Source: an optimization exercise on an open RTL-to-GDS flow (aim: small area). Production flows keep margins and buffers that such runs may drop. Where RTL was checked, it was by simulation tests only, not by an equivalence proof against the original. Not every run is shown, and edits may drop behaviour that the tests do not exercise. Only the layout flow was run in runs 5 and 6; the RTL was not checked for function there.

## flow/design.v in outline (module list and top-level ports)
// module FM_demodulator: 9880 lines
module FM_demodulator
          (
           clk,
           reset,
           clk_enable,
           inp_I,
           inp_Q,
           out_fm
          );
  // ...
==> flow/run.sh <==
#!/bin/bash
# synth_recipe.tcl (not shown) runs the flow's synth.tcl, then flattens the netlist and writes it again
# the make line also repeats each setting of config.mk as NAME=value (left out here)
make -C /OpenROAD-flow-scripts/flow DESIGN_CONFIG=/design/flow/config.mk WORK_HOME=/design/flow/orfs CLKGATE_MAP_FILE= SYNTH_SCRIPT=/design/flow/synth_recipe.tcl finish
==> flow/config.mk <==
export PLATFORM = sky130hd
export DESIGN_NAME = FM_demodulator
export DESIGN_NICKNAME = FM_demodulator
export VERILOG_FILES = /design/flow/design.v
export SDC_FILE = /design/flow/constraint.sdc
export NUM_CORES = 4
export LEC_CHECK = 0
export ABC_AREA = 1
export CAP_MARGIN = 20
export CORE_MARGIN = 2
export CORE_UTILIZATION = 40
export SLEW_MARGIN = 20
==> flow/constraint.sdc <==
create_clock -name core_clock -period 25.0 [get_ports {clk}]
set_input_delay 5.0000 -clock core_clock [delete_from_list [all_inputs] [get_ports {clk}]]
set_output_delay 5.0000 -clock core_clock [all_outputs]
set_load 0.01 [all_outputs]
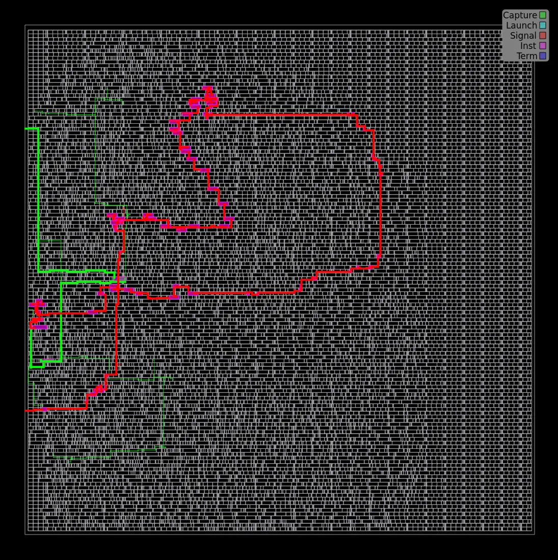
**Above:** run 1 (path with the least slack).
sum of negative setup slack: 0 ns
Layout Cells excl Fill: 7173
clock period minus final worst setup slack: 24.26 ns

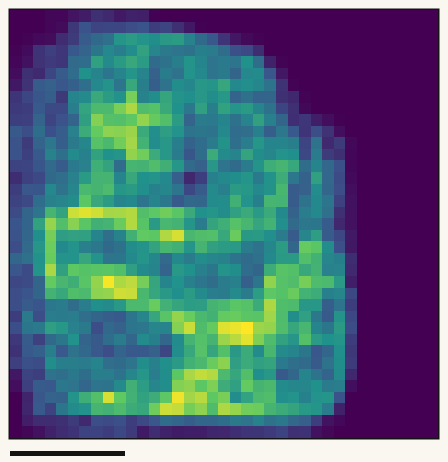
**Above:** run 1 (signal metal coverage by tile).
Bar = 100 um. The die is cut into 37 by 37 equal tiles; dark purple is low, yellow is high, scaled to the fullest tile. Values are wire area over tile area, all layers added.
mean over tiles: 0.29
densest ninth of the die: bottom centre
nearly empty tiles: 27%

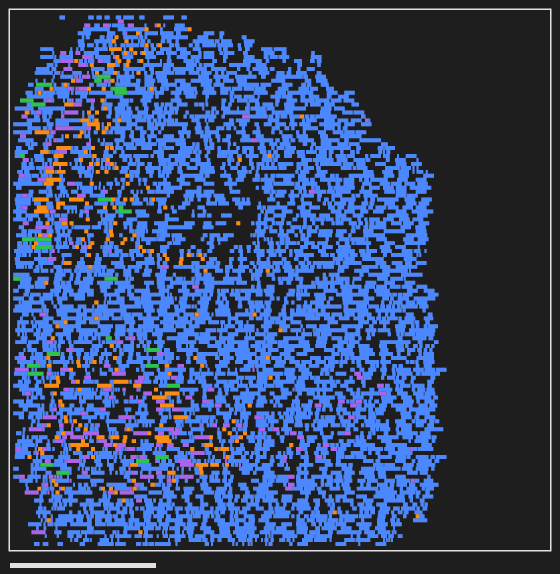
**Above:** run 1 (sizing map).
Bar = 100 um.
| colour | size | cells |
|---|---|---|
| blue | x1 and smaller | 4918 |
| green | x6 and larger | 27 |
| orange | x3 and x4 | 243 |
| purple | x2 | 211 |

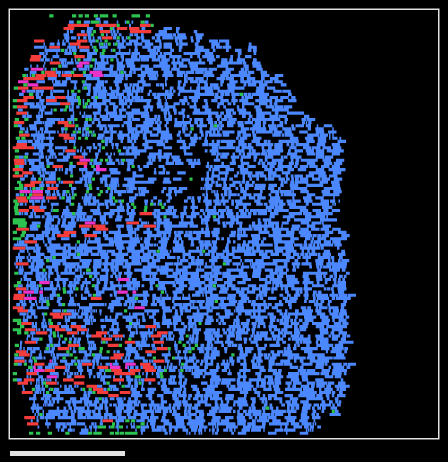
**Above:** run 1 (placement by cell class).
Bar = 100 um.
| colour | class | cells | share of their area |
|---|---|---|---|
| red | sequential cells | 150 | 7.0% |
| magenta | clock drivers and dummy loads | 32 | 1.2% |
| blue | remaining logic cells | 4920 | 87% |
| green | remaining buffers and delay cells | 297 | 4.5% |

==> impl_metrics.env, run 1 <==
export IMPL_crit_path_max_fanout=4
export IMPL_synth_async_sr_flop_share_pct=91.3
export IMPL_synth_top_cell_by_area="sky130_fd_sc_hd__fa_1"
export IMPL_num_nets_final=6689
export IMPL_drv_max_cap_violation_count=0
export IMPL_post_synth_instance_area_sq_um=53900
export IMPL_antenna_violations_before_repair=7
export IMPL_ctsHoldBuffers=0
export IMPL_drive_gt1_share_pct=8.91
export IMPL_wl_per_cell_um=30.6
export IMPL_holdCritPathClass="flop to flop"
export IMPL_synthDistinctLibCells=56
export IMPL_cts_inserted_buffers=17
export IMPL_fp_dieW_um=371
export IMPL_final_antenna_net_count=0
export IMPL_fmax_mhz=41.2
export IMPL_effective_utilization_at_floorplan_pct=40.3
export IMPL_die_area_sq_um=138000
export IMPL_clk_transition_reported_paths_ns=0.07
export IMPL_core_area_sq_um=134000
export IMPL_drt_total_wl_mm=220
export IMPL_dr_first_iter_drc_count=6012
export IMPL_cts_htree_levels=4
export IMPL_mostFrequentLayoutCells="sky130_fd_sc_hd__xor2_1 (1131), sky130_fd_sc_hd__fa_1 (1101), sky130_fd_sc_hd__o22ai_1 (1044)"
export IMPL_synth_most_common_cell="sky130_fd_sc_hd__xor2_1"
export IMPL_detail_route_first_pass_iterations=7
export IMPL_synthToLayoutAreaGrowth_pct=6.63
export IMPL_avg_inst_size_synth_sq_um=9.49
export IMPL_worst_margin_slew_ns=1.27
export IMPL_hold_crit_depth=2
export IMPL_dp_cells=7134
export IMPL_crit_path_frequent_cell="sky130_fd_sc_hd__fa_1"
export IMPL_run_status="timing/DRC/antenna clean"
export IMPL_utilization_pct=43.0
export IMPL_synth_sequential_area_ratio_pct=7.09
export IMPL_finalSetupViolCount=0
export IMPL_drv_slew=0
export IMPL_post_cts_resize_count=0
export IMPL_synth_top_cells_by_area="sky130_fd_sc_hd__fa_1 (41%), sky130_fd_sc_hd__xor2_1 (19%), sky130_fd_sc_hd__o22ai_1 (12%), sky130_fd_sc_hd__dfrtp_1 (6.4%), sky130_fd_sc_hd__clkbuf_1 (3.3%)"
export IMPL_final_area_sq_um=57400
export IMPL_clock_insertion_delay_worst_skew_ns=0.50
export IMPL_grt_pass1_vias=48255
export IMPL_numPortBuffers=93
export IMPL_post_synth_most_frequent_cells="sky130_fd_sc_hd__xor2_1 (1145), sky130_fd_sc_hd__fa_1 (1101), sky130_fd_sc_hd__o22ai_1 (1044), sky130_fd_sc_hd__clkbuf_1 (474), sky130_fd_sc_hd__nand2_1 (390)"
export IMPL_gp_routability_congestion=0.968
export IMPL_crit_path_start_kind="primary input"
export IMPL_fp_dieH_um=371
export IMPL_ys_ff_latch=150
export IMPL_final_critical_path_setup_slack_ns=0.743
export IMPL_clock_sinks=150
export IMPL_top_reg_cell_synth="sky130_fd_sc_hd__dfrtp_1"
export IMPL_timing_clock_skew_ns=0.0247
export IMPL_detailedPlacementHpwl_mm=159
export IMPL_synthesis_instances=5675
export IMPL_tritoncts="done"
[run 1: logic make-up after synthesis]
kind of cell             share of synthesized area, %
AO/OA/AOI/OAI                                    17.7
adder cells (fa/ha/maj)                          43.7
XOR/XNOR                                         19.2
buffers and inverters                            7.53
AND/OR/NAND/NOR                                  4.09
flip-flops                                       7.09
multiplexers                                    0.669
[run 1: area by class of cell]
| cell class | instances | area [sq um] | share of cell area, % |
|---|---|---|---|
| diodes | 6 | 15.0 | 0.0261 |
| flip-flops and latches | 150 | 3840 | 6.69 |
| well taps | 1768 | 2210 | 3.85 |
| clock buffers | 22 | 475 | 0.828 |
| multi-input cells | 4497 | 46700 | 81.2 |
| repair buffers | 297 | 2470 | 4.30 |
| clock inverters | 10 | 168 | 0.292 |
| inverters | 423 | 1590 | 2.77 |
[run 1: layer usage]
| metal | up-vias | track usage (%) | part of all wire [%] |
|---|---|---|---|
| met2 | 3597 | 48.1 | 43 |
| met4 | 6 | 21.4 | 8.5 |
| met5 | - | 0.245 | 0.017 |
| li1 | 18463 | - | - |
| met3 | 914 | 9.91 | 13 |
| met1 | 23314 | 39.9 | 36 |
[run 1: critical path: cells and delay by family]
| kind | cells | cell delay, ns |
|---|---|---|
| adder cells (fa/ha/maj) | 41 | 15.27 |
| AND/OR/NAND/NOR | 28 | 2.13 |
| buffers and inverters | 7 | 0.89 |
| AO/OA/AOI/OAI | 4 | 0.74 |
| XOR/XNOR | 3 | 0.48 |
## Run 2: large edit since run 1, in outline
flow/design.v: 9881 -> 10296 lines; modules unchanged: 0
  FM_demodulator: edited, 9880 -> 10295 lines
--- a/flow/config.mk
+++ b/flow/config.mk
@@ -10,3 +10,4 @@
 export CORE_MARGIN = 2
 export CORE_UTILIZATION = 40
+export GPL_TIMING_DRIVEN = 0
 export SLEW_MARGIN = 20
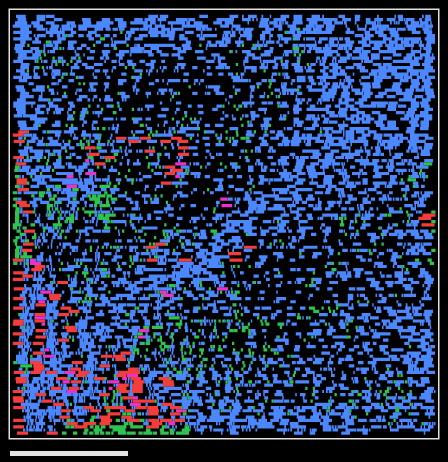
**Above:** run 2 (placement by cell class).
Bar = 100 um.
| colour | class | cells | share of their area |
|---|---|---|---|
| red | sequential cells | 150 | 7.0% |
| blue | remaining logic cells | 4946 | 84% |
| magenta | clock drivers and dummy loads | 32 | 1.1% |
| green | remaining buffers and delay cells | 798 | 7.9% |

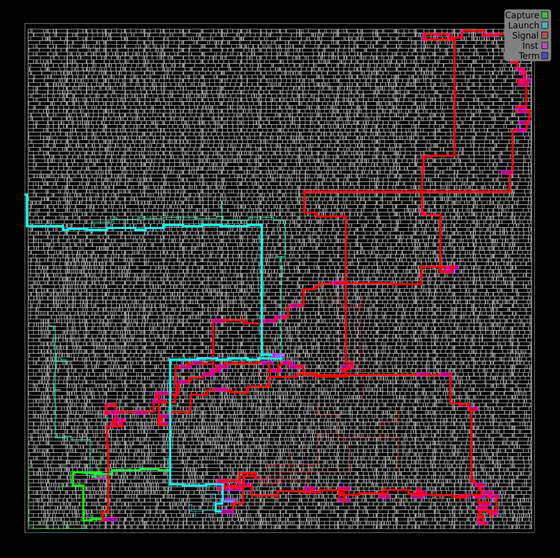
**Above:** run 2 (path with the least slack).
Layout Cells excl Fill: 7616
Layout Utilization: 44.5%
sum of negative setup slack: -0.587 ns

==> impl_metrics.env, run 2 <==
export IMPL_top_reg_cell_synth="sky130_fd_sc_hd__dfrtp_1"
export IMPL_cts_inserted_buffers=17
export IMPL_synth_compound_gate_area_share_pct=22.0
export IMPL_run_status="finished with violations"
export IMPL_critical_path_top_delay_family="adder cells"
export IMPL_numPortBuffers=93
export IMPL_synth_most_common_cell="sky130_fd_sc_hd__nand2_1"
export IMPL_timing_clock_skew_ns=0.0409
export IMPL_drive_gt1_share_pct=6.99
export IMPL_core_area_sq_um=128000
export IMPL_violatedChecks="negative setup slack"
export IMPL_final_critical_path_setup_slack_ns=-0.587
export IMPL_ys_ff_latch=150
export IMPL_period_needed_ns=25.59
export IMPL_crit_path_start_kind="flop"
export IMPL_num_nets_final=7289
export IMPL_clock_sinks=150
export IMPL_grt_pass1_vias=55941
export IMPL_synth_top_cells_by_area="sky130_fd_sc_hd__fa_1 (45%), sky130_fd_sc_hd__o221ai_1 (18%), sky130_fd_sc_hd__nand2_1 (10%), sky130_fd_sc_hd__dfrtp_1 (6.6%), sky130_fd_sc_hd__clkbuf_1 (4.2%)"
export IMPL_drt_total_wl_mm=380
export IMPL_drv_max_cap_violation_count=0
export IMPL_cts_htree_levels=4
export IMPL_yosys_area_share_xor_xnor_pct=1.12
export IMPL_antenna_violations_before_repair=35
export IMPL_synthToLayoutAreaGrowth_pct=10.2
export IMPL_hold_crit_depth=2
export IMPL_die_area_sq_um=132000
export IMPL_crit_path_max_fanout=11
export IMPL_synth_async_sr_flop_share_pct=91.3
export IMPL_synthDistinctLibCells=59
export IMPL_crit_path_frequent_cell="sky130_fd_sc_hd__fa_2"
export IMPL_multi_input_area_sq_um=43800
export IMPL_tritoncts="done"
export IMPL_detail_route_first_pass_iterations=10
export IMPL_synthesis_instances=5769
export IMPL_mostFrequentLayoutCells="sky130_fd_sc_hd__nand2_1 (1400), sky130_fd_sc_hd__fa_1 (1086), sky130_fd_sc_hd__o221ai_1 (1047)"
export IMPL_ctsHoldBuffers=0
export IMPL_synth_simple_area_share_pct=12.1
export IMPL_final_antenna_net_count=0
export IMPL_finalSetupViolCount=1
export IMPL_detailedPlacementHpwl_mm=308
export IMPL_wl_per_cell_um=49.8
export IMPL_drv_slew=0
export IMPL_post_synth_most_frequent_cells="sky130_fd_sc_hd__nand2_1 (1408), sky130_fd_sc_hd__fa_1 (1167), sky130_fd_sc_hd__o221ai_1 (1063), sky130_fd_sc_hd__clkbuf_1 (575), sky130_fd_sc_hd__inv_1 (479)"
export IMPL_fmax_mhz=39.1
export IMPL_share_of_synthesized_cell_area_in_full_adder_half_adder_and_majority_cells_pct=48.4
export IMPL_effective_utilization_at_floorplan_pct=40.4
export IMPL_dr_first_iter_drc_count=11169
export IMPL_clk_transition_reported_paths_ns=0.09
export IMPL_worstSetupPathDepth=98
export IMPL_fp_dieH_um=363
export IMPL_seq_area_sq_um=3820
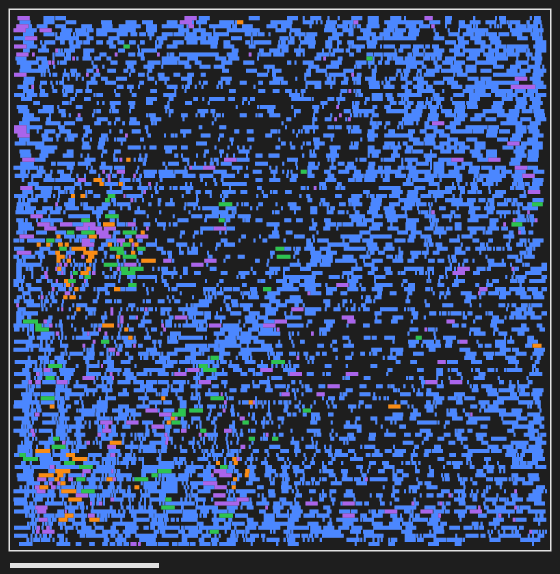
**Above:** run 2 (sizing map).
Bar = 100 um.
| colour | size | cells |
|---|---|---|
| green | x6 and larger | 70 |
| blue | x1 and smaller | 5512 |
| purple | x2 | 267 |
| orange | x3 and x4 | 77 |

## run 2: cell types whose count changed after synthesis, sizes merged, moves of 101 or more
cell,before,now
nand2,397,1423
xor2,1146,45
o21ai,275,144
clkbuf,474,575
o22ai,1088,33
o221ai,1,1063
## run 2: what timing repair did
action	in CTS	in global routing
endpoints found under the setup margin	9	3
gates resized for setup	245	57
hold endpoints to repair	0	0
setup buffers	21	6
cloned	0	0
pin swaps	50	48
## run 2: through the flow
step,hold WS (ns),cells
3_5_place_dp,0.519,7535
4_1_cts,0.542,7578
2_1_floorplan,0.493,5769
3_3_place_gp,0.514,7524
6_report,0.538,7616
5_1_grt,0.562,7598
## run 2: logic make-up (layout without fill, tap and decap cells)
| logic type | count (synthesis) | count (layout) |
|---|---|---|
| xor+xnor | 62 | 62 |
| other cells | 0 | 28 |
| compound gates | 1413 | 1413 |
| buf+inv | 1215 | 1372 |
| flops | 150 | 150 |
| mux | 7 | 7 |
| fa+ha+maj | 1295 | 1295 |
| simple gates | 1627 | 1627 |
## run 2: worst register-to-register path: cells and delay by family, from the launching register on
family | cells | cell delay [ns]
fa+ha+maj | 54 | 19.73
buf+inv | 15 | 2.26
xor+xnor | 6 | 1.32
simple gates | 20 | 1.29
compound gates | 3 | 0.46
flops | 1 | 0.33
## run 2: cell type report
cell class                 instances  share of cell area (%)
antenna                           28                   0.123
clock buffer                      17                   0.749
sequential                       150                    6.73
tap                             1662                    3.66
timing repair buffer             136                    2.41
multi-input combinational       4404                    77.2
clock inverter                    15                   0.346
buffer                           662                    5.15
inverter                         542                    3.68
## run 2: routing by layer
layer,share of wire [%],GRT usage [%],routed length [um],up-vias
met3,18,34.1,66500,1747
met1,35,68.4,133000,29013
li1,-,-,-,20383
met4,9.6,41.8,36500,52
met5,0.41,6.64,1540,-
met2,37,74.3,142000,6164
==> run 3: changes to the inputs <==
--- a/flow/config.mk
+++ b/flow/config.mk
@@ -9,5 +9,4 @@
 export CAP_MARGIN = 20
 export CORE_MARGIN = 2
 export CORE_UTILIZATION = 40
-export GPL_TIMING_DRIVEN = 0
 export SLEW_MARGIN = 20
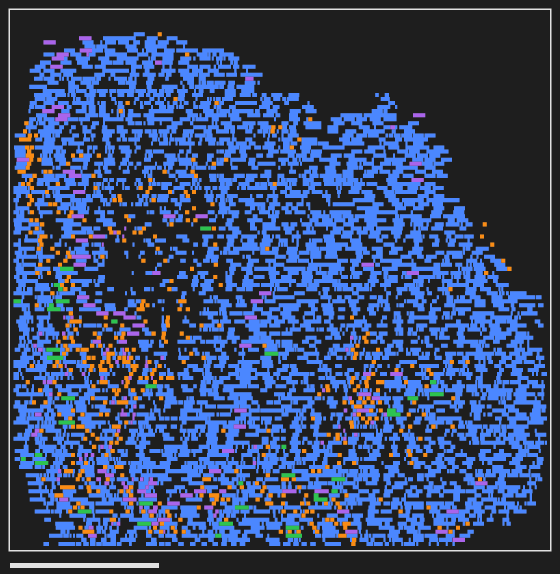
**Above:** run 3 (sizing map).
Bar = 100 um.
| colour | size | cells |
|---|---|---|
| orange | x3 and x4 | 465 |
| blue | x1 and smaller | 5018 |
| purple | x2 | 159 |
| green | x6 and larger | 38 |

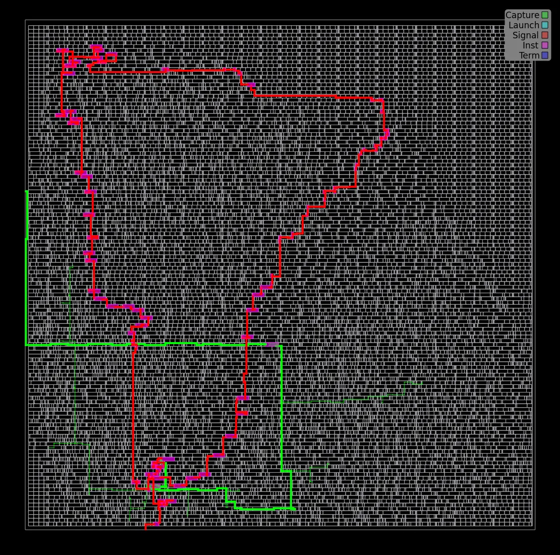
**Above:** run 3 (path with the least slack).
final worst slack: 0.339 ns
sum of negative setup slack: 0 ns
clock period minus final worst setup slack: 24.66 ns
Layout Utilization: 44.3%
Layout Cells excl Fill: 7346

==> impl_metrics.env, run 3 <==
export IMPL_drv_max_cap_violation_count=0
export IMPL_die_area_sq_um=132000
export IMPL_detailedPlacementHpwl_mm=209
export IMPL_effective_utilization_at_floorplan_pct=40.4
export IMPL_tritoncts="done"
export IMPL_crit_path_start_kind="primary input"
export IMPL_synth_compound_gate_area_share_pct=22.0
export IMPL_numPortBuffers=93
export IMPL_drive_gt1_share_pct=11.7
export IMPL_grt_pass1_vias=53076
export IMPL_dr_first_iter_drc_count=8765
export IMPL_run_status="timing/DRC/antenna clean"
export IMPL_top_reg_cell_synth="sky130_fd_sc_hd__dfrtp_1"
export IMPL_synth_simple_area_share_pct=12.1
export IMPL_synthesis_instances=5769
export IMPL_fmax_mhz=40.5
export IMPL_crit_path_frequent_cell="sky130_fd_sc_hd__fa_2"
export IMPL_cts_htree_levels=4
export IMPL_crit_path_max_fanout=3
export IMPL_finalSetupViolCount=0
export IMPL_synthDistinctLibCells=59
export IMPL_cts_inserted_buffers=17
export IMPL_fp_dieH_um=363
export IMPL_timing_clock_skew_ns=0.0210
export IMPL_critical_path_top_delay_family="adder cells"
export IMPL_drt_total_wl_mm=279
export IMPL_share_of_synthesized_cell_area_in_full_adder_half_adder_and_majority_cells_pct=48.4
export IMPL_drv_slew=0
export IMPL_mostFrequentLayoutCells="sky130_fd_sc_hd__nand2_1 (1406), sky130_fd_sc_hd__fa_1 (1112), sky130_fd_sc_hd__o221ai_1 (1057)"
export IMPL_synth_top_cells_by_area="sky130_fd_sc_hd__fa_1 (45%), sky130_fd_sc_hd__o221ai_1 (18%), sky130_fd_sc_hd__nand2_1 (10%), sky130_fd_sc_hd__dfrtp_1 (6.6%), sky130_fd_sc_hd__clkbuf_1 (4.2%)"
export IMPL_synth_most_common_cell="sky130_fd_sc_hd__nand2_1"
export IMPL_final_antenna_net_count=0
export IMPL_synthToLayoutAreaGrowth_pct=9.68
export IMPL_worstSetupPathDepth=90
export IMPL_synth_async_sr_flop_share_pct=91.3
export IMPL_yosys_area_share_xor_xnor_pct=1.12
export IMPL_clock_sinks=150
export IMPL_antenna_violations_before_repair=17
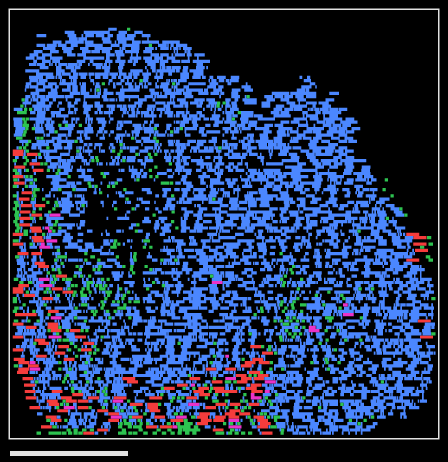
**Above:** run 3 (placement by cell class).
Bar = 100 um.
placeable core region: 128000 sq um
count of standard-cell rows: 131
sequential cell area share: 6.75%
Final Instance Area: 56600 sq um

run 3: cell counts after synthesis:
No cell type changed its count.
run 3: routing by layer:
metal	global-route usage [%]	part of all wire (%)
met3	20.4	17
met5	0	0.053
met1	51.1	34
met4	29.9	9.8
met2	58.7	39
run 3: per-stage QoR:
stage	instances	hold slack, ns
6_report	7346	0.496
5_1_grt	7342	0.542
4_1_cts	7341	0.501
3_5_place_dp	7307	0.484
3_3_place_gp	7307	0.484
2_1_floorplan	5769	0.493
run 3: what timing repair did:
item,4_1_cts,5_1_grt
setup buffers,2,1
hold buffers,0,0
endpoints found under the setup margin,3,1
gates resized for setup,57,24
pin swaps,16,24
run 3: layout make-up:
type / instances / area (sq um)
clock buffers: 19 / 464
flip-flops and latches: 150 / 3820
multi-input cells: 4404 / 43600
well taps: 1662 / 2080
diodes: 4 / 10.0
fillers: 12299 / 71300
repair buffers: 552 / 4420
clock inverters: 13 / 195
inverters: 542 / 2040
run 3: cell families after synthesis:
logic type	count (synthesis)
and+or+nand+nor	1627
AOI/OAI and AO/OA	1413
adders and majority gates	1295
buffers and inverters	1215
DFF	150
xor gates and xnor gates	62
muxes	7
run 3: worst register-to-register path: cells and delay by family (launching register included):
kind                       cells  cell delay [ns]
AOI/OAI and AO/OA              3             0.45
xor gates and xnor gates       6             1.00
adders and majority gates     58            20.61
DFF                            1             0.37
buffers and inverters         12             0.75
and+or+nand+nor               20             1.19
==> run 4: changes to the inputs <==
==> flow/flow/run.sh (new file) <==
#!/bin/bash
# The standard layout (standard.sh, all steps), with one change: the
# buffers that placement puts on the input and output ports are buf_1 cells.
set -euo pipefail
export BUFFER_PORTS_ARGS="-buffer_cell sky130_fd_sc_hd__buf_1"
bash standard.sh > "$(pwd)/standard_flow.log" 2>&1
==> flow/standard.sh (new file) <==
#!/bin/bash
# synth_recipe.tcl (not shown) runs the flow's synth.tcl, then flattens the netlist and writes it again
# the make line also repeats each setting of config.mk as NAME=value (left out here)
make -C /OpenROAD-flow-scripts/flow DESIGN_CONFIG=/design/flow/config.mk WORK_HOME=/design/flow/orfs CLKGATE_MAP_FILE= SYNTH_SCRIPT=/design/flow/synth_recipe.tcl "${@:-finish}"
removed: flow/run.sh
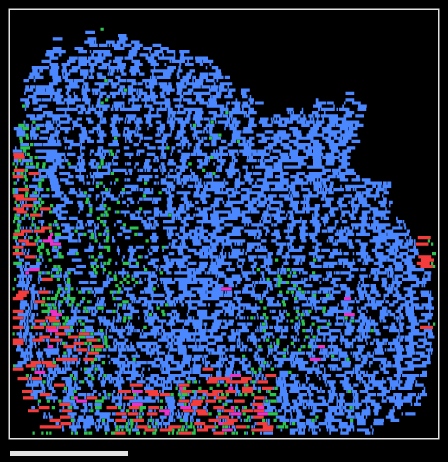
**Above:** run 4 (placement by cell class).
Bar = 100 um.
Final Instance Area: 55800 sq um
Layout Utilization: 43.6%
sequential cell area share: 6.85%

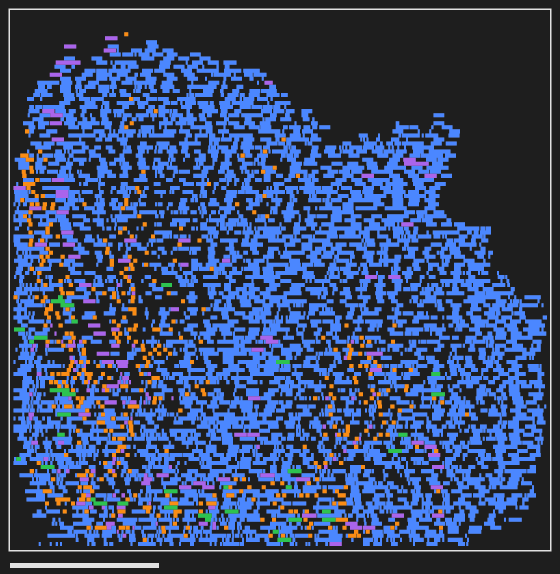
**Above:** run 4 (sizing map).
Bar = 100 um.
| colour | size | cells |
|---|---|---|
| orange | x3 and x4 | 438 |
| blue | x1 and smaller | 5008 |
| purple | x2 | 165 |
| green | x6 and larger | 36 |

==> impl_metrics.env, run 4 <==
export IMPL_drive_gt1_share_pct=11.3
export IMPL_tritoncts="done"
export IMPL_final_antenna_net_count=0
export IMPL_clock_sinks=150
export IMPL_synth_most_common_cell="sky130_fd_sc_hd__nand2_1"
export IMPL_top_reg_cell_synth="sky130_fd_sc_hd__dfrtp_1"
export IMPL_drv_max_cap_violation_count=0
export IMPL_fillerInstances=12527
export IMPL_final_critical_path_setup_slack_ns=0.614
export IMPL_detailedPlacementHpwl_mm=203
export IMPL_drv_slew=0
export IMPL_synth_async_sr_flop_share_pct=91.3
export IMPL_antenna_violations_before_repair=10
export IMPL_run_status="timing/DRC/antenna clean"
export IMPL_timing_clock_skew_ns=0.0207
export IMPL_period_needed_ns=24.39
export IMPL_synthDistinctLibCells=59
export IMPL_mostFrequentLayoutCells="sky130_fd_sc_hd__nand2_1 (1407), sky130_fd_sc_hd__fa_1 (1103), sky130_fd_sc_hd__o221ai_1 (1054)"
export IMPL_fmax_mhz=41.0
export IMPL_seq_area_sq_um=3820
export IMPL_fp_dieH_um=363
export IMPL_synth_top_cells_by_area="sky130_fd_sc_hd__fa_1 (45%), sky130_fd_sc_hd__o221ai_1 (18%), sky130_fd_sc_hd__nand2_1 (10%), sky130_fd_sc_hd__dfrtp_1 (6.6%), sky130_fd_sc_hd__clkbuf_1 (4.2%)"
export IMPL_crit_path_max_fanout=36
export IMPL_drt_total_wl_mm=274
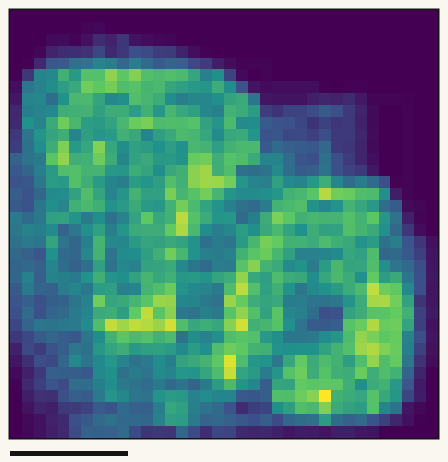
**Above:** run 4 (signal metal coverage by tile).
Bar = 100 um. The die is cut into 36 by 36 equal tiles; dark purple is low, yellow is high, scaled to the fullest tile. Values are wire area over tile area, all layers added.
fullest tile: 1.0
emptiest ninth of the die: upper right
tiles over half the peak: 38%
densest ninth of the die: centre

run 4: through the flow:
stage	TNS, ns	std cells	util [%]	hold WS, ns
global placement	-3.16	7276	42.9	0.513
floorplan	0	5769	-	0.493
finish	0	7315	43.6	0.537
detailed placement	-3.50	7276	42.9	0.522
CTS	0	7309	43.5	0.538
global route	-0.156	7310	43.6	0.553
run 4: final cells by class:
cell class,count,share of cell area [%]
repair buffers,519,6.46
multi-input cells,4404,78.2
clock buffers,19,0.832
well taps,1662,3.73
inverters,542,3.66
flip-flops and latches,150,6.85
clock inverters,13,0.269
diodes,6,0.0269
run 4: critical path: cells and delay by family:
family                   cells  cell delay [ns]
buffers and inverters        7             1.01
adder cells (fa/ha/maj)     39            14.16
AO/OA/AOI/OAI               10             1.33
XOR/XNOR                     7             1.19
AND/OR/NAND/NOR             26             1.94
run 4: cells by family (layout without fill, tap and decap cells):
logic type      Yosys count  after routing  synth area share, %
compound gates         1413           1413                 22.0
xor+xnor                 62             62                 1.12
fa+ha+maj              1295           1295                 48.4
buf+inv                1215           1093                 8.85
flops                   150            150                 7.40
mux                       7              7                0.136
other cells               0              6                    0
simple gates           1627           1627                 12.1
run 4: repair_timing:
item | 4_1_cts | 5_1_grt
gates resized for setup | 40 | 53
hold buffers | 0 | 0
gates cloned | 0 | 0
buffers inserted | 1 | 0
setup endpoints to repair | 3 | 2
pin swaps | 9 | 23
run 4: per-layer routing:
layer / share of wire [%] / track usage (%) / wire, um
met2: 39 / 57.9 / 108000
met4: 9.0 / 27.0 / 24800
met3: 17 / 21.4 / 47300
met5: 0.093 / 0.980 / 255
met1: 34 / 50.5 / 94100
==> run 5: too many edits to list; what changed since run 4 <==
flow/design.v: 10296 -> 10632 lines; modules unchanged: 0
  FM_demodulator: edited, 10295 -> 10631 lines
==> flow/run.sh (new file) <==
#!/bin/bash
# synth_recipe.tcl (not shown) runs the flow's synth.tcl, then flattens the netlist and writes it again
# the make line also repeats each setting of config.mk as NAME=value (left out here)
make -C /OpenROAD-flow-scripts/flow DESIGN_CONFIG=/design/flow/config.mk WORK_HOME=/design/flow/orfs CLKGATE_MAP_FILE= SYNTH_SCRIPT=/design/flow/synth_recipe.tcl finish
removed: flow/flow/run.sh
removed: flow/standard.sh
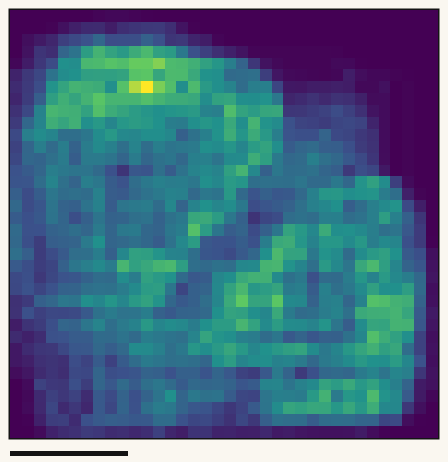
**Above:** run 5 (signal metal coverage by tile).
Bar = 100 um. The die is cut into 36 by 36 equal tiles; dark purple is low, yellow is high, scaled to the fullest tile. Values are wire area over tile area, all layers added.
post-detailed-routing wire length: 283 mm
total via count after detailed routing: 52614
All-Layer GR Usage: 42.9%
average detailed-routed wire length per instance: 37.6 um

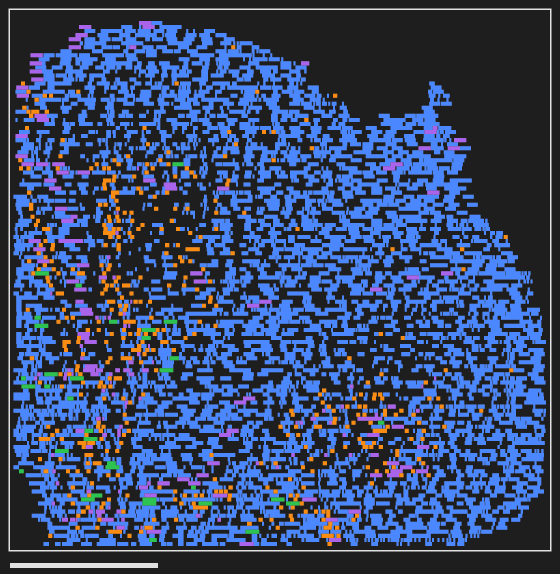
**Above:** run 5 (sizing map).
Bar = 100 um.
| colour | size | cells |
|---|---|---|
| orange | x3 and x4 | 447 |
| purple | x2 | 185 |
| green | x6 and larger | 34 |
| blue | x1 and smaller | 5111 |

==> impl_metrics.env, run 5 <==
export IMPL_synth_top_family_by_area="adder cells"
export IMPL_setup_tns_final_ns=0
export IMPL_drive_gt1_share_pct=11.5
export IMPL_post_cts_resize_count=42
export IMPL_crit_path_max_fanout=3
export IMPL_run_status="timing/DRC/antenna clean"
export IMPL_final_antenna_net_count=0
export IMPL_seq_area_sq_um=3820
export IMPL_drv_slew=0
export IMPL_period_needed_ns=24.44
export IMPL_ctsHoldBuffers=0
export IMPL_synth_simple_area_share_pct=13.0
export IMPL_clock_sinks=150
export IMPL_yosys_area_share_xor_xnor_pct=1.11
export IMPL_synthDistinctLibCells=55
export IMPL_final_area_sq_um=56800
export IMPL_mostFrequentLayoutCells="sky130_fd_sc_hd__nand2_1 (1493), sky130_fd_sc_hd__fa_1 (1083), sky130_fd_sc_hd__o221ai_1 (1013)"
export IMPL_muxShareOfSynthArea_pct=0.116
export IMPL_detailedPlacementHpwl_mm=217
export IMPL_top_reg_cell_synth="sky130_fd_sc_hd__dfrtp_1"
export IMPL_synth_most_common_cell="sky130_fd_sc_hd__nand2_1"
export IMPL_synth_compound_gate_area_share_pct=21.2
export IMPL_antenna_violations_before_repair=9
export IMPL_share_of_synthesized_cell_area_in_full_adder_half_adder_and_majority_cells_pct=48.2
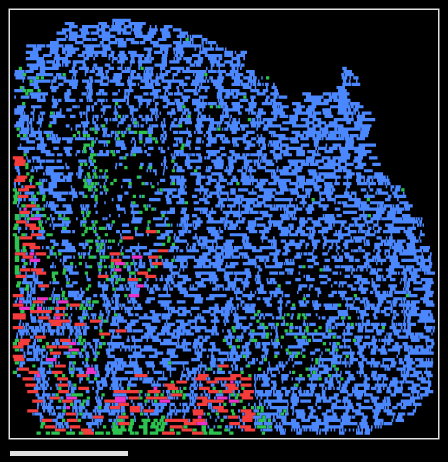
**Above:** run 5 (placement by cell class).
Bar = 100 um.
| colour | class | cells | share of their area |
|---|---|---|---|
| magenta | clock drivers and dummy loads | 32 | 1.1% |
| red | sequential cells | 150 | 7.0% |
| green | remaining buffers and delay cells | 529 | 7.8% |
| blue | remaining logic cells | 5066 | 84% |

-- run 5: changes by cell type in the layout (fill, tap and decap cells not counted), moves of 4 or more --
| cell | change |
|---|---|
| sky130_fd_sc_hd__buf_1 | -92 |
| sky130_fd_sc_hd__clkdlybuf4s50_1 | +90 |
| sky130_fd_sc_hd__nand2_1 | +86 |
| sky130_fd_sc_hd__o221ai_1 | -41 |
| sky130_fd_sc_hd__nand3_1 | +34 |
| sky130_fd_sc_hd__fa_1 | -20 |
| sky130_fd_sc_hd__fa_2 | +18 |
| sky130_fd_sc_hd__inv_1 | +16 |
| sky130_fd_sc_hd__buf_4 | +10 |
| sky130_fd_sc_hd__a21oi_1 | +9 |
| sky130_fd_sc_hd__o21ai_1 | +7 |
| sky130_fd_sc_hd__inv_2 | +5 |
| sky130_fd_sc_hd__clkinv_1 | +4 |
| sky130_fd_sc_hd__xor2_1 | +4 |
-- run 5: area by class of cell --
class,instances,area share (%)
Sequential cell,150,6.73
Multi-Input combinational cell,4499,77.1
Antenna cell,7,0.0308
Clock buffer,18,0.793
Inverter,567,3.76
Tap cell,1729,3.81
Clock inverter,14,0.278
Timing Repair Buffer,529,7.49
-- run 5: through the flow --
stage          worst slack (ns)  instances  util, %
5_1_grt                  -0.128       7506     44.4
6_report                  0.557       7513     44.4
3_3_place_gp              -1.97       7472     43.6
4_1_cts                 0.00479       7504     44.1
2_1_floorplan             0.109       5869        -
3_5_place_dp              -2.03       7472     43.6
-- run 5: metal layers --
layer | track usage, % | share of wire (%)
met1 | 51.1 | 35
met2 | 61.3 | 41
met3 | 18.9 | 15
met4 | 30.9 | 9.6
met5 | 1.82 | 0.12
-- run 5: critical path, delay by kind of cell, from the launching register on --
kind | cells | cell delay, ns
adder cells (fa/ha/maj) | 58 | 20.53
AND/OR/NAND/NOR | 21 | 1.34
flip-flops | 1 | 0.38
buffers and inverters | 9 | 0.62
XOR/XNOR | 5 | 0.81
AO/OA/AOI/OAI | 4 | 0.50
-- run 5: kinds of logic (layout without fill, tap and decap cells) --
kind of cell | after synthesis | count (layout)
xor gates and xnor gates | 64 | 64
other | 0 | 7
DFF | 150 | 150
muxes | 6 | 6
buffers and inverters | 1220 | 1128
AOI/OAI and AO/OA | 1386 | 1386
adders and majority gates | 1297 | 1297
and+or+nand+nor | 1746 | 1746
--- run 6: outline of the changes from run 5 ---
flow/design.v: 10632 -> 9822 lines; modules unchanged: 0
  FM_demodulator: edited, 10631 -> 9821 lines
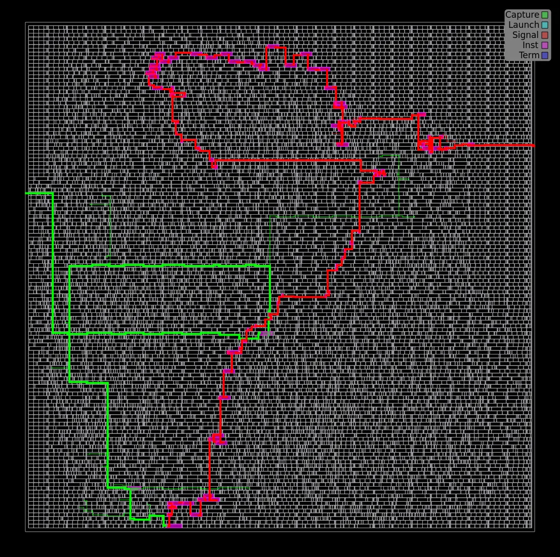
**Above:** run 6 (path with the least slack).
final worst slack: 0.678 ns
Layout Utilization: 43.5%

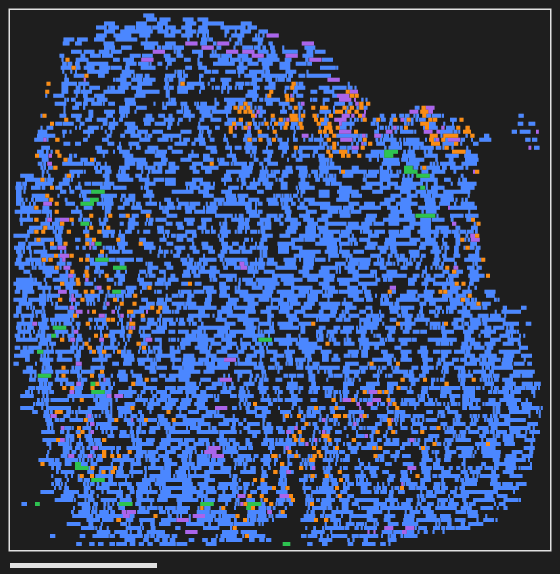
**Above:** run 6 (sizing map).
Bar = 100 um.
Final Instance Area: 57100 sq um
Repair and plain buffers: 439
Layout area overhead: 8.37%

==> impl_metrics.env, run 6 <==
export IMPL_run_status="timing/DRC/antenna clean"
export IMPL_seq_area_sq_um=3820
export IMPL_antenna_violations_before_repair=12
export IMPL_muxShareOfSynthArea_pct=0.0190
export IMPL_synth_most_common_cell="sky130_fd_sc_hd__nand2_1"
export IMPL_synth_compound_gate_area_share_pct=23.3
export IMPL_met2_routed_wirelength_mm=108
export IMPL_mostFrequentLayoutCells="sky130_fd_sc_hd__nand2_1 (1461), sky130_fd_sc_hd__fa_1 (1067), sky130_fd_sc_hd__o221ai_1 (1040)"
export IMPL_met1_length_mm=97.1
export IMPL_yosys_area_share_xor_xnor_pct=2.14
export IMPL_top_reg_cell_synth="sky130_fd_sc_hd__dfrtp_1"
export IMPL_final_antenna_net_count=0
export IMPL_drt_total_wl_mm=274
export IMPL_track_usage_pct=40.0
export IMPL_crit_path_max_fanout=2
export IMPL_share_of_synthesized_cell_area_in_full_adder_half_adder_and_majority_cells_pct=46.4
export IMPL_synthDistinctLibCells=54
export IMPL_period_needed_ns=24.32
export IMPL_critical_path_top_delay_family="adder cells"
export IMPL_drive_gt1_share_pct=9.25
export IMPL_worstSetupPathDepth=92
export IMPL_drv_slew=0
export IMPL_synth_top_family_by_area="adder cells"
export IMPL_cp_num_buf_inv=8
export IMPL_wl_per_cell_um=35.7
export IMPL_ctsHoldBuffers=0
export IMPL_setup_tns_final_ns=0
export IMPL_met3RoutedLength_mm=46.5
export IMPL_detailedPlacementHpwl_mm=203
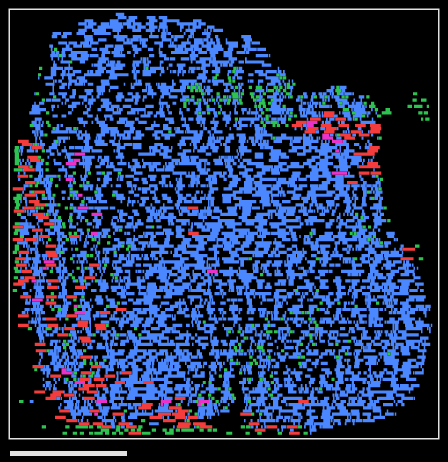
**Above:** run 6 (placement by cell class).
Bar = 100 um.
sequential cell area share: 6.69%
count of standard-cell rows: 133
placeable core region: 131000 sq um

-- run 6: final cells by class --
| cell class | instances | share of cell area (%) |
|---|---|---|
| clock inverters | 15 | 0.309 |
| repair buffers | 439 | 6.17 |
| clock buffers | 17 | 0.745 |
| flip-flops and latches | 150 | 6.69 |
| well taps | 1755 | 3.85 |
| inverters | 571 | 3.76 |
| diodes | 7 | 0.0307 |
| multi-input cells | 4723 | 78.4 |
-- run 6: logic make-up (layout without fill, tap and decap cells) --
group / count (synthesis) / after routing
adder cells (fa/ha/maj): 1298 / 1298
AND/OR/NAND/NOR: 1709 / 1709
XOR/XNOR: 128 / 128
AO/OA/AOI/OAI: 1587 / 1587
other: 0 / 7
multiplexers: 1 / 1
buffers and inverters: 1179 / 1042
flip-flops: 150 / 150
-- run 6: metal layers --
metal  global-route usage, %  up-vias
li1                        -    20856
met1                    49.6    26398
met2                    54.6     5045
met3                    20.8     1399
met4                    24.4       24
met5                   0.962        -
-- run 6: stage by stage --
step / hold WS, ns / setup WS, ns / std cells
5_1_grt: 0.559 / -0.00203 / 7672
6_report: 0.537 / 0.678 / 7677
2_1_floorplan: 0.493 / 0.460 / 6052
3_5_place_dp: 0.522 / -1.65 / 7636
4_1_cts: 0.537 / 0.00655 / 7669
3_3_place_gp: 0.513 / -1.30 / 7636
-- run 6: tightest hold or removal path: stages, from the launching register on --
cell and delay (ns):
sky130_fd_sc_hd__dfrtp_1 0.33, sky130_fd_sc_hd__inv_1 0.05, sky130_fd_sc_hd__o21ai_0 0.13
-- run 6: what timing repair did --
| action | 4_1_cts | 5_1_grt |
|---|---|---|
| pin swaps | 10 | 10 |
| gates resized for setup | 31 | 24 |
| setup buffers | 1 | 0 |
| setup endpoints to repair | 3 | 2 |
| endpoints found under the hold margin | 0 | 0 |

static timing again, ports no longer ideal:
No port has a modelled driver above. Below, the same layouts with a new extraction and two added sets of constraints. Step 1, drivers: a clkbuf_16 drives clk and a buf_2 each remaining input, both assumed. Step 2 adds t to the input delays and takes it off the output delays; t is the mean of the earliest and latest rising clock arrival at the registers after step 1. Input paths then give back, and output paths get back, about the clock's delay inside the block. Slacks: ideal / step 1 / step 2; pairs: ideal / step 1.
| run | shift t [ns] | setup slack, ns | worst setup path at the end |
|---|---|---|---|
| run 1 | 0.538 | 0.743 / 0.771 / 0.232 | input to register |
| run 2 | 0.605 | -0.587 / -0.587 / -1.061 | input to register |
| run 3 | 0.574 | 0.339 / 0.369 / -0.186 | input to register |
| run 4 | 0.575 | 0.614 / 0.672 / 0.098 | input to register |
| run 5 | 0.531 | 0.557 / 0.557 / 0.123 | input to register |
| run 6 | 0.603 | 0.678 / 0.703 / 0.100 | input to register |
With both steps, setup timing fails in run 3, where it was met with ideal ports. For run 6, which loses most, drivers alone change the setup slack by +0.025 ns; drivers and shift together by -0.578 ns.
